From an optimization exercise on the open Yosys and OpenROAD flow, aimed at small area; shortcuts taken in it are not production practice. RTL that was checked went through simulation tests only; none was proved equivalent to the original. The series may have gaps, and a smaller design here may also do less where the tests do not look. Only the layout flow was run in run 2; the RTL was not checked for function there.

`flow/design.v`:
```
`timescale 1ns / 1ps
module iir_biquad_core_16 #(
    parameter integer ACC_W = 64
)(
    input  wire clk,
    input  wire rst,
    input  wire en,
    input  wire signed [15:0] x_in,
    output reg  signed [15:0] y_out,
    input  wire signed [15:0] b0,
    input  wire signed [15:0] b1,
    input  wire signed [15:0] b2,
    input  wire signed [15:0] a1,
    input  wire signed [15:0] a2
);
    reg signed [15:0] x1, x2;
    reg signed [15:0] y1, y2;
    reg signed [ACC_W-1:0] acc;
    reg signed [15:0]      y_next;
    always @(posedge clk) begin
        if (rst) begin
            x1    <= 16'sd0;
            x2    <= 16'sd0;
            y1    <= 16'sd0;
            y2    <= 16'sd0;
            y_out <= 16'sd0;
        end
        else if (en) begin
            acc =  $signed(x_in) * b0
                 + $signed(x1)   * b1
                 + $signed(x2)   * b2
                 - $signed(y1)   * a1
                 - $signed(y2)   * a2;
            if ((acc >>> 15) >  32767)
                y_next =  16'sd32767;
            else if ((acc >>> 15) < -32768)
                y_next = -16'sd32768;
            else
                y_next = acc[30:15];
            y_out <= y_next;
            x2 <= x1;
            x1 <= x_in;
            y2 <= y1;
            y1 <= y_next - (y_next >>> 10);
        end
    end
endmodule
`timescale 1ns / 1ps
module iir_biquad_axis #(
    parameter integer C_S_AXI_DATA_WIDTH = 32,
    parameter integer C_S_AXI_ADDR_WIDTH = 5,
    parameter integer DATA_WIDTH         = 32    
)(
    input  wire aclk,
    input  wire aresetn,    
    input  wire [DATA_WIDTH-1:0] s_axis_tdata,
    input  wire                  s_axis_tvalid,
    output wire                  s_axis_tready,
    input  wire                  s_axis_tlast,
    output wire [DATA_WIDTH-1:0] m_axis_tdata,
    output reg                   m_axis_tvalid,
    input  wire                  m_axis_tready,
    output reg                   m_axis_tlast,
    input  wire [C_S_AXI_ADDR_WIDTH-1:0] s_axi_awaddr,
    input  wire                          s_axi_awvalid,
    output wire                          s_axi_awready,
    input  wire [C_S_AXI_DATA_WIDTH-1:0] s_axi_wdata,
    input  wire [C_S_AXI_DATA_WIDTH/8-1:0] s_axi_wstrb,
    input  wire                          s_axi_wvalid,
    output wire                          s_axi_wready,
    output wire [1:0]                    s_axi_bresp,
    output wire                          s_axi_bvalid,
    input  wire                          s_axi_bready,
    input  wire [C_S_AXI_ADDR_WIDTH-1:0] s_axi_araddr,
    input  wire                          s_axi_arvalid,
    output wire                          s_axi_arready,
    output wire [C_S_AXI_DATA_WIDTH-1:0] s_axi_rdata,
    output wire [1:0]                    s_axi_rresp,
    output wire                          s_axi_rvalid,
    input  wire                          s_axi_rready
);
    reg [31:0] reg_ctrl;
    reg [31:0] reg_b0;
    reg [31:0] reg_b1;
    reg [31:0] reg_b2;
    reg [31:0] reg_a1;
    reg [31:0] reg_a2;
    reg        axi_awready;
    reg        axi_wready;
    reg [1:0]  axi_bresp;
    reg        axi_bvalid;
    reg        axi_arready;
    reg [31:0] axi_rdata;
    reg        axi_rvalid;
    reg        aw_en;
    assign s_axi_awready = axi_awready;
    assign s_axi_wready  = axi_wready;
    assign s_axi_bresp   = axi_bresp;
    assign s_axi_bvalid  = axi_bvalid;
    assign s_axi_arready = axi_arready;
    assign s_axi_rdata   = axi_rdata;
    assign s_axi_rresp   = 2'b00;
    assign s_axi_rvalid  = axi_rvalid;
    always @(posedge aclk) begin
        if (!aresetn) begin
            axi_awready <= 1'b0;
            axi_wready  <= 1'b0;
            axi_bvalid  <= 1'b0;
            axi_bresp   <= 2'b00;
            aw_en       <= 1'b1;
            reg_ctrl <= 32'h0000_0001;  
            reg_b0   <= 32'd0;
            reg_b1   <= 32'd0;
            reg_b2   <= 32'd0;
            reg_a1   <= 32'd0;
            reg_a2   <= 32'd0;
        end else begin
            axi_awready <= (~axi_awready && s_axi_awvalid && aw_en);
            axi_wready  <= (~axi_wready  && s_axi_wvalid  && aw_en);
            if (axi_awready && s_axi_awvalid &&
                axi_wready  && s_axi_wvalid &&
                ~axi_bvalid) begin
                axi_bvalid <= 1'b1;
                axi_bresp  <= 2'b00;
                aw_en      <= 1'b0;
                case (s_axi_awaddr[4:2])
                    3'h0: reg_ctrl <= s_axi_wdata;
                    3'h1: reg_b0   <= s_axi_wdata;
                    3'h2: reg_b1   <= s_axi_wdata;
                    3'h3: reg_b2   <= s_axi_wdata;
                    3'h4: reg_a1   <= s_axi_wdata;
                    3'h5: reg_a2   <= s_axi_wdata;
                    default: ;
                endcase
            end
            else if (axi_bvalid && s_axi_bready) begin
                axi_bvalid <= 1'b0;
                aw_en      <= 1'b1;
            end
        end
    end
    always @(posedge aclk) begin
        if (!aresetn) begin
            axi_arready <= 1'b0;
            axi_rvalid  <= 1'b0;
            axi_rdata   <= 32'd0;
        end else begin
            axi_arready <= (~axi_arready && s_axi_arvalid);
            if (axi_arready && s_axi_arvalid && ~axi_rvalid) begin
                axi_rvalid <= 1'b1;
                case (s_axi_araddr[4:2])
                    3'h0: axi_rdata <= reg_ctrl;
                    3'h1: axi_rdata <= reg_b0;
                    3'h2: axi_rdata <= reg_b1;
                    3'h3: axi_rdata <= reg_b2;
                    3'h4: axi_rdata <= reg_a1;
                    3'h5: axi_rdata <= reg_a2;
                    default: axi_rdata <= 32'd0;
                endcase
            end
            else if (axi_rvalid && s_axi_rready) begin
                axi_rvalid <= 1'b0;
            end
        end
    end
    wire core_enable;
    wire core_reset;
    assign core_enable = reg_ctrl[0];
    assign core_reset  = ~aresetn | reg_ctrl[1];
    wire axis_fire;
    assign axis_fire = s_axis_tvalid && s_axis_tready;
    assign s_axis_tready = (m_axis_tready || !m_axis_tvalid) && core_enable;
    wire signed [15:0] x_l = s_axis_tdata[31:16];
    wire signed [15:0] x_r = s_axis_tdata[15:0];
    wire signed [15:0] y_l;
    wire signed [15:0] y_r;
    iir_biquad_core_16 inst_left (
        .clk   (aclk),
        .rst   (core_reset),
        .en    (axis_fire && core_enable),
        .x_in  (x_l),
        .y_out (y_l),
        .b0    (reg_b0[15:0]),
        .b1    (reg_b1[15:0]),
        .b2    (reg_b2[15:0]),
        .a1    (reg_a1[15:0]),
        .a2    (reg_a2[15:0])
    );
    iir_biquad_core_16 inst_right (
        .clk   (aclk),
        .rst   (core_reset),
        .en    (axis_fire && core_enable),
        .x_in  (x_r),
        .y_out (y_r),
        .b0    (reg_b0[15:0]),
        .b1    (reg_b1[15:0]),
        .b2    (reg_b2[15:0]),
        .a1    (reg_a1[15:0]),
        .a2    (reg_a2[15:0])
    );
    always @(posedge aclk) begin
        if (!aresetn) begin
            m_axis_tvalid <= 1'b0;
            m_axis_tlast  <= 1'b0;
        end else if (m_axis_tready || !m_axis_tvalid) begin
            m_axis_tvalid <= axis_fire && core_enable;
            m_axis_tlast  <= s_axis_tlast;
        end
    end
    assign m_axis_tdata = {y_l, y_r};
endmodule
```
`flow/run.sh`:
```
#!/bin/bash
# synth_recipe.tcl (not shown) runs the flow's synth.tcl, then flattens the netlist and writes it again
# the make line also repeats each setting of config.mk as NAME=value (left out here)
make -C /OpenROAD-flow-scripts/flow DESIGN_CONFIG=/design/flow/config.mk WORK_HOME=/design/flow/orfs CLKGATE_MAP_FILE= SYNTH_SCRIPT=/design/flow/synth_recipe.tcl finish
```
`flow/config.mk`:
```
export PLATFORM = sky130hd
export DESIGN_NAME = iir_biquad_axis
export DESIGN_NICKNAME = iir_biquad_axis
export VERILOG_FILES = /design/flow/design.v
export SDC_FILE = /design/flow/constraint.sdc
export NUM_CORES = 4
export LEC_CHECK = 0
export CAP_MARGIN = 20
export CORE_MARGIN = 2
export CORE_UTILIZATION = 40
export SLEW_MARGIN = 20
```
`flow/constraint.sdc`:
```
create_clock -name core_clock -period 22.0 [get_ports {aclk}]
set_input_delay 4.4000 -clock core_clock [delete_from_list [all_inputs] [get_ports {aclk}]]
set_output_delay 4.4000 -clock core_clock [all_outputs]
set_load 0.01 [all_outputs]
```
Run 1, the metal 1 layer:
Scale: 1 px per um. Supply wires on this layer in grey.
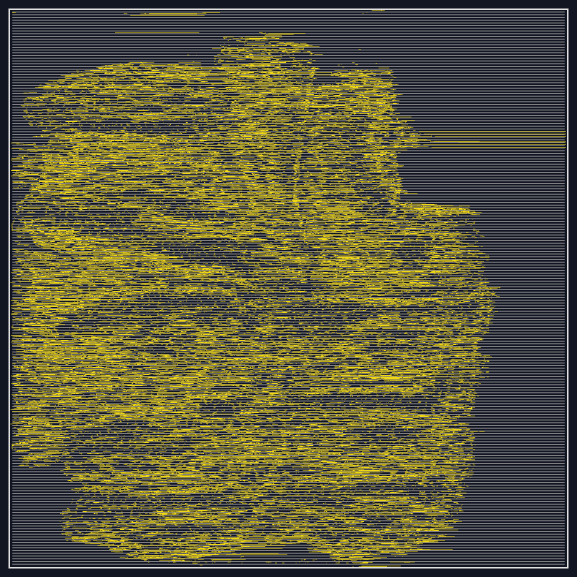
longest straight run: 147 um
share of all routed wire: 41%
wire length on this layer: 137 mm
main direction: horizontal

Run 1, CTS result over the die:
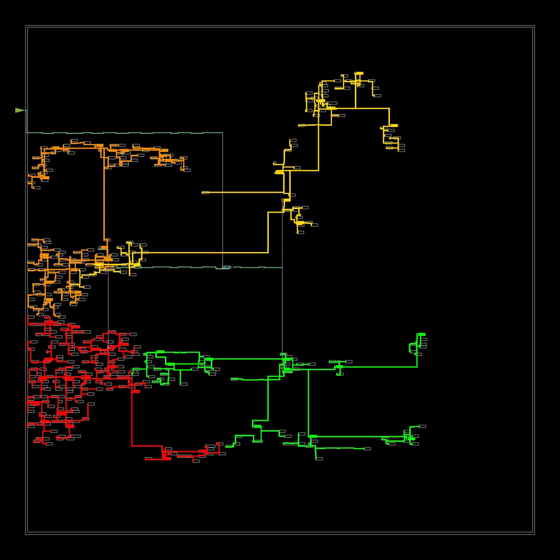
CTS Root Cell: clkbuf_16
FF+latch count: 392

Run 1, cell classes on the final placement:
Scale: 1 px per um. Fill, decap, tap and diode cells in grey.
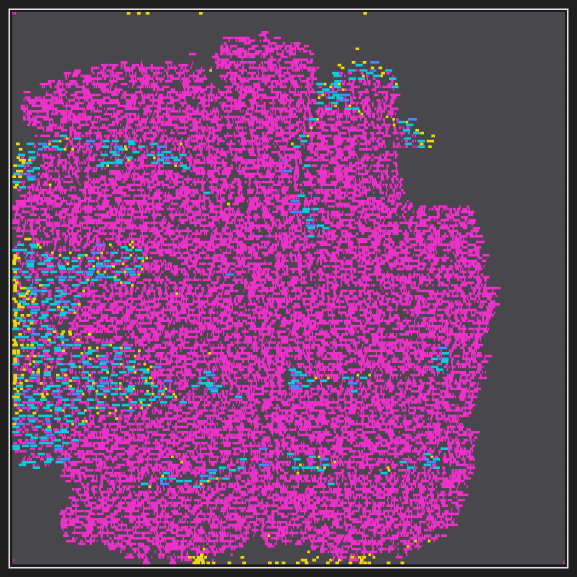
[flip-flops] cyan | cells: 392
[other buffers and delay cells] yellow | cells: 320
[all other logic] magenta | cells: 12545
[clock drivers and dummy loads] blue | cells: 90
core area: 305000 um^2
sequential share of cell area: 0.0607
post-layout util: 0.425
Rows: 203
design area: 130000 um^2

==> impl_metrics.ini, run 1 <==
[status]
status = timing/DRC/antenna clean

[grt]
antenna_found_initial = 17
grt_max_degree = 98

[critical_path]
start_kind = input port
crit_arrival_ns = 20.95

[floorplan]
ioPinCount = 164
die_y_um = 557
initial_core_util = 0.401

[sta]
max_freq_mhz = 49.0
finalSetupViolations = 0
hold_viol = 0
clock_skew_ns = 0.0339
relSlewSlack = 0.261
setup_tns_ns = 0
fin_crit_sh = 0.928

[clocking]
clkLatencyLatePin_ns = 0.70
numCtsBuffers = 50
clkSinkCount = 392
ctsHoldBuffers = 0
h-tree-depth = 2
cts_tree = yes

[routing]
drc_errors = 0
vias = 87500
drtPass1Iterations = 6

[yosys]
ys_seq_area_frac = 0.0642
synth_most_common_cell = inv_1
yosysUniqueCellTypes = 96
synth-edff-count = 0
synthTopCellsByArea = fa_1 48%, inv_1 9.4%, ha_1 9.0%

[placement]
numPortBuffers = 151
dpl.hpwl_mm = 267
place_ws_ns = 0.963
gp_congestion = 0.893

[cells_and_area]
drive_gt1_frac = 0.0289
seqCellArea_um2 = 7870

[job]
maxCapViolations = 0
[run 1: sequential cells by signal, summed over array words and instances (netlist names), 32 cells and up]
register / cells
reg_a1: 32
reg_b1: 32
reg_b0: 32
reg_a2: 32
reg_ctrl: 32
axi_rdata: 32
reg_b2: 32
[run 1: final timing paths]
check                    from               end  slack, ns  depth (start not counted)
max          s_axis_tdata[24]  inst_left.y1[10]       1.59                         61
min               axi_arready       axi_arready       0.45                          1
min reg2reg       axi_arready       axi_arready       0.45                          1
max reg2reg   inst_left.x2[8]  inst_left.y1[10]       5.11                         56
[run 1: kinds of logic after synthesis]
family / share of synthesized area
multiplexers: 0.00687
AND/OR/NAND/NOR: 0.156
other: 0.0000307
flip-flops: 0.0642
XOR/XNOR: 0.0239
adder cells (fa/ha/maj): 0.567
AO/OA/AOI/OAI: 0.0683
buffers and inverters: 0.114
[run 1: cell usage in the layout, fill, tap and decap left out, types with 207 or more instances in the layout]
cell / n
and2_1: 1137
xnor2_1: 249
a21oi_1: 385
a21boi_0: 207
nor2_1: 275
fa_1: 2913
dfxtp_1: 378
nand2_1: 2106
ha_1: 879
inv_1: 3051
[run 1: area by class of cell]
class                           instances  share of cell area
Sequential cell                       392              0.0607
Inverter                             3053              0.0884
Clock buffer                           64              0.0106
Clock inverter                         26             0.00286
Antenna cell                            3           0.0000579
Multi-Input combinational cell       9492               0.776
Timing Repair Buffer                  320              0.0215
Tap cell                             4100              0.0396
[run 1: metrics by stage]
| step | hold WS, ns | instances | instance area, um^2 |
|---|---|---|---|
| 2_1_floorplan | 0.440 | 13600 | 122000 |
| 3_3_place_gp | 0.424 | 17400 | 128000 |
| 3_5_place_dp | 0.427 | 17400 | 128000 |
| 4_1_cts | 0.444 | 17400 | 130000 |
| 5_1_grt | 0.468 | 17400 | 130000 |
| 6_report | 0.450 | 17500 | 130000 |
[run 1: layer usage]
layer | track usage | share of wire | vias to the layer above
met5 | 0 | 0.00038 | -
met3 | 0.0225 | 0.050 | 417
li1 | - | - | 39700
met1 | 0.287 | 0.41 | 45300
met2 | 0.385 | 0.49 | 2098
met4 | 0.0913 | 0.050 | 16
[run 1: critical path, delay by kind of cell]
family	cells	cell delay (ns)
adders and majority gates	15	7.02
buffers and inverters	12	1.49
AOI/OAI and AO/OA	19	4.09
xor gates and xnor gates	2	0.87
and+or+nand+nor	13	3.08
Run 1, clock routing:
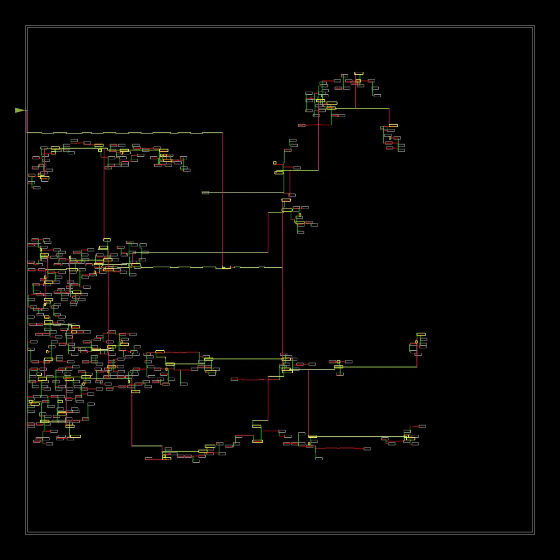

==> run 2: too many edits to list; what changed since run 1 <==
flow/design.v: 211 -> 5970 lines; modules unchanged: 0
  iir_fa: new, 4 lines
  iir_ha: new, 4 lines
  iir_benc: new, 6 lines
  iir_biquad_axis: edited, 163 -> 5954 lines
  removed: iir_biquad_core_16
==> module iir_benc as of run 2 <==
module iir_benc (input wire c2, input wire c1, input wire c0, input wire sub,
                 output wire one_n, output wire two_n, output wire neg);
    assign one_n = ~(c1 ^ c0);
    assign two_n = ~((c2 & ~c1 & ~c0) | (~c2 & c1 & c0));
    assign neg   = c2 ^ sub;
endmodule
==> module iir_ha as of run 2 <==
module iir_ha (input wire a, input wire b, output wire s, output wire co);
    assign s  = a ^ b;
    assign co = a & b;
endmodule
==> module iir_fa as of run 2 <==
module iir_fa (input wire a, input wire b, input wire c, output wire s, output wire co);
    assign s  = a ^ b ^ c;
    assign co = (a & b) | (a & c) | (b & c);
endmodule
--- a/flow/config.mk
+++ b/flow/config.mk
@@ -6,6 +6,8 @@
 export NUM_CORES = 4
 export LEC_CHECK = 0
+export ABC_AREA = 1
 export CAP_MARGIN = 20
 export CORE_MARGIN = 2
 export CORE_UTILIZATION = 40
 export SLEW_MARGIN = 20
+export SYNTH_HIERARCHICAL = 1
Run 2, clock routing:
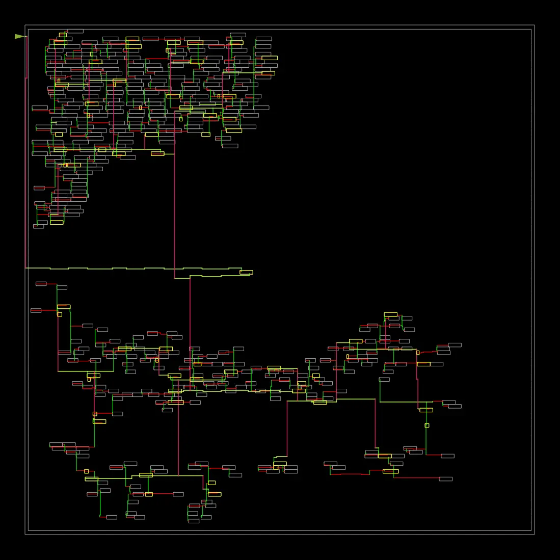
clock buffer count: 55
clock latency on the worst-skew pair: 0.61 ns
Num CTS Buffers: 43

==> run 2 against run 1 <==
Effect of this change:
- utilization is 1.9 points higher
- count of clock-buffer cells in the layout is 9 lower
- cell area is 56% lower
- routed wire length is 45% lower
- highest routed layer is now met4
==> impl_metrics.ini, run 2 <==
[cells_and_area]
diodes = 0
layout_common_cells = 801 x xor2_1, 792 x fa_1, 719 x o22ai_1
top_register = sl_q
drive_gt1_frac = 0.0746
final_common_cell = xor2_1

[critical_path]
timing.rr.end = y_r[0]
reg2reg_slack_ns = 0.64
start_kind = flop
path_buf_inv = 5
worstReg2RegStart = ph_n
path_delay_family = adder cells
rr_worst_depth = 39

[placement]
dpl.hpwl_mm = 134
numPortBuffers = 151
placed_area_um2 = 55100

[sta]
relSlewSlack = 0.176
finalSetupViolations = 0
setup_tns_ns = 0

[worst_hold_path]
holdCritStartpoint = x2_r[14]
whs_path_depth = 2

[clocking]
h-tree-depth = 2
cts_tree = yes
cts_root_buf = clkbuf_16
ctsHoldBuffers = 0

[grt]
grt_max_degree = 105
antenna_found_initial = 0

[routing]
drtPass1Iterations = 5
drc_errors = 0
vias = 40700

[floorplan]
ioPinCount = 164

[yosys]
ys_seq_area_frac = 0.201
synth-edff-count = 224
yosysUniqueCellTypes = 47

[status]
status = timing/DRC/antenna clean
Run 2, cell classes on the final placement:
Scale: 1 px per um. Fill, decap, tap and diode cells in grey.
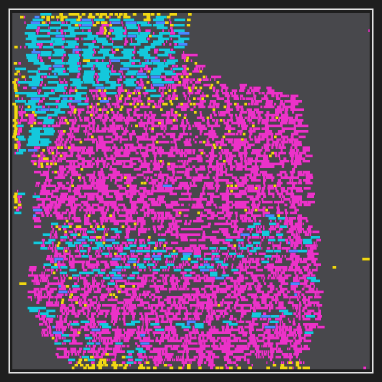
[all other logic] magenta | cells: 4288
[clock drivers and dummy loads] blue | cells: 76
[other buffers and delay cells] yellow | cells: 349
[flip-flops] cyan | cells: 395
Rows: 131
post-layout util: 0.444
core area: 127000 um^2
sequential share of cell area: 0.183
design area: 56600 um^2

==> run 2: tightest hold or removal path, stage by stage (launching register included) <==
cell and delay, ns:
dfxtp_1 0.30, inv_1 0.06, a21oi_1 0.05
==> run 2: area by class of cell <==
type                            count  area [um^2]
Sequential cell                   395        10300
Tap cell                         1662         2080
Clock inverter                     21          292
Inverter                          310         1160
Multi-Input combinational cell   3978        38500
Timing Repair Buffer              349         3010
Fill cell                       11900        70800
Clock buffer                       55         1190
==> run 2: metal layers <==
layer / part of all wire / track usage / vias to the layer above
met2: 0.45 / 0.428 / 2611
met5: 0 / 0 / -
li1: - / - / 17200
met1: 0.36 / 0.344 / 20200
met3: 0.10 / 0.0601 / 619
met4: 0.084 / 0.192 / 0
==> run 2: through the flow <==
step / hold slack, ns / worst slack [ns] / std cells
3_5_place_dp: 0.434 / 0.778 / 6693
3_3_place_gp: 0.430 / 0.853 / 6693
2_1_floorplan: 0.424 / 1.93 / 5136
4_1_cts: 0.451 / 0.790 / 6769
6_report: 0.452 / 0.639 / 6770
5_1_grt: 0.467 / 0.0176 / 6770
==> run 2: worst max path at each step <==
stage          from  endpoint  slack (ns)  cells past startpoint
2_1_floorplan  ph_n   y_r[10]        1.93                     40
3_3_place_gp   ph_n    y_r[5]        0.85                     39
3_5_place_dp   ph_n    y_r[0]        0.78                     39
4_1_cts        ph_n    y_r[0]        0.79                     39
5_1_grt        ph_n    y_r[0]        0.02                     39
6_report       ph_n    y_r[0]        0.64                     39
==> run 2: per-module statistics from Yosys, one instance, submodules excluded <==
module           flops+latches  copies in the design
iir_benc                     0                    40
iir_fa                       0                   776
iir_ha                       0                   168
iir_biquad_axis            395                     1
==> run 2: cell families (layout without fill, tap and decap cells) <==
family | after synthesis | after routing | share of synthesized area
DFF | 395 | 395 | 0.201
AOI/OAI and AO/OA | 1275 | 1275 | 0.152
buffers and inverters | 763 | 735 | 0.0636
and+or+nand+nor | 660 | 660 | 0.0517
muxes | 8 | 8 | 0.00185
adders and majority gates | 1035 | 1035 | 0.368
other | 2 | 59 | 0.000146
xor gates and xnor gates | 941 | 941 | 0.161

## afterwards: timing with drivers on the ports
Ports are ideal in the flow. The routed layout listed here was re-timed in OpenROAD.
Step 1 assumes that a clkbuf_16 drives the clock port and a buf_2 every other input.
Step 2 also shifts input and output timing later by t, the mid clock arrival at the registers, as if the neighbouring blocks saw the same clock.
a / b / c = ideal ports / drivers / drivers and shift; a / b = the first two.
run: run 1
t (ns): 0.766
slack for setup (ns): 1.587 / 1.650 / 0.883
worst setup path after step 2: input to register
worst register clock-pin slew, ns: 0.07 / 0.07
After both steps run 1 still meets setup and hold. The setup slack of run 1 moves by +0.063 ns with the drivers and by -0.704 ns with both steps.
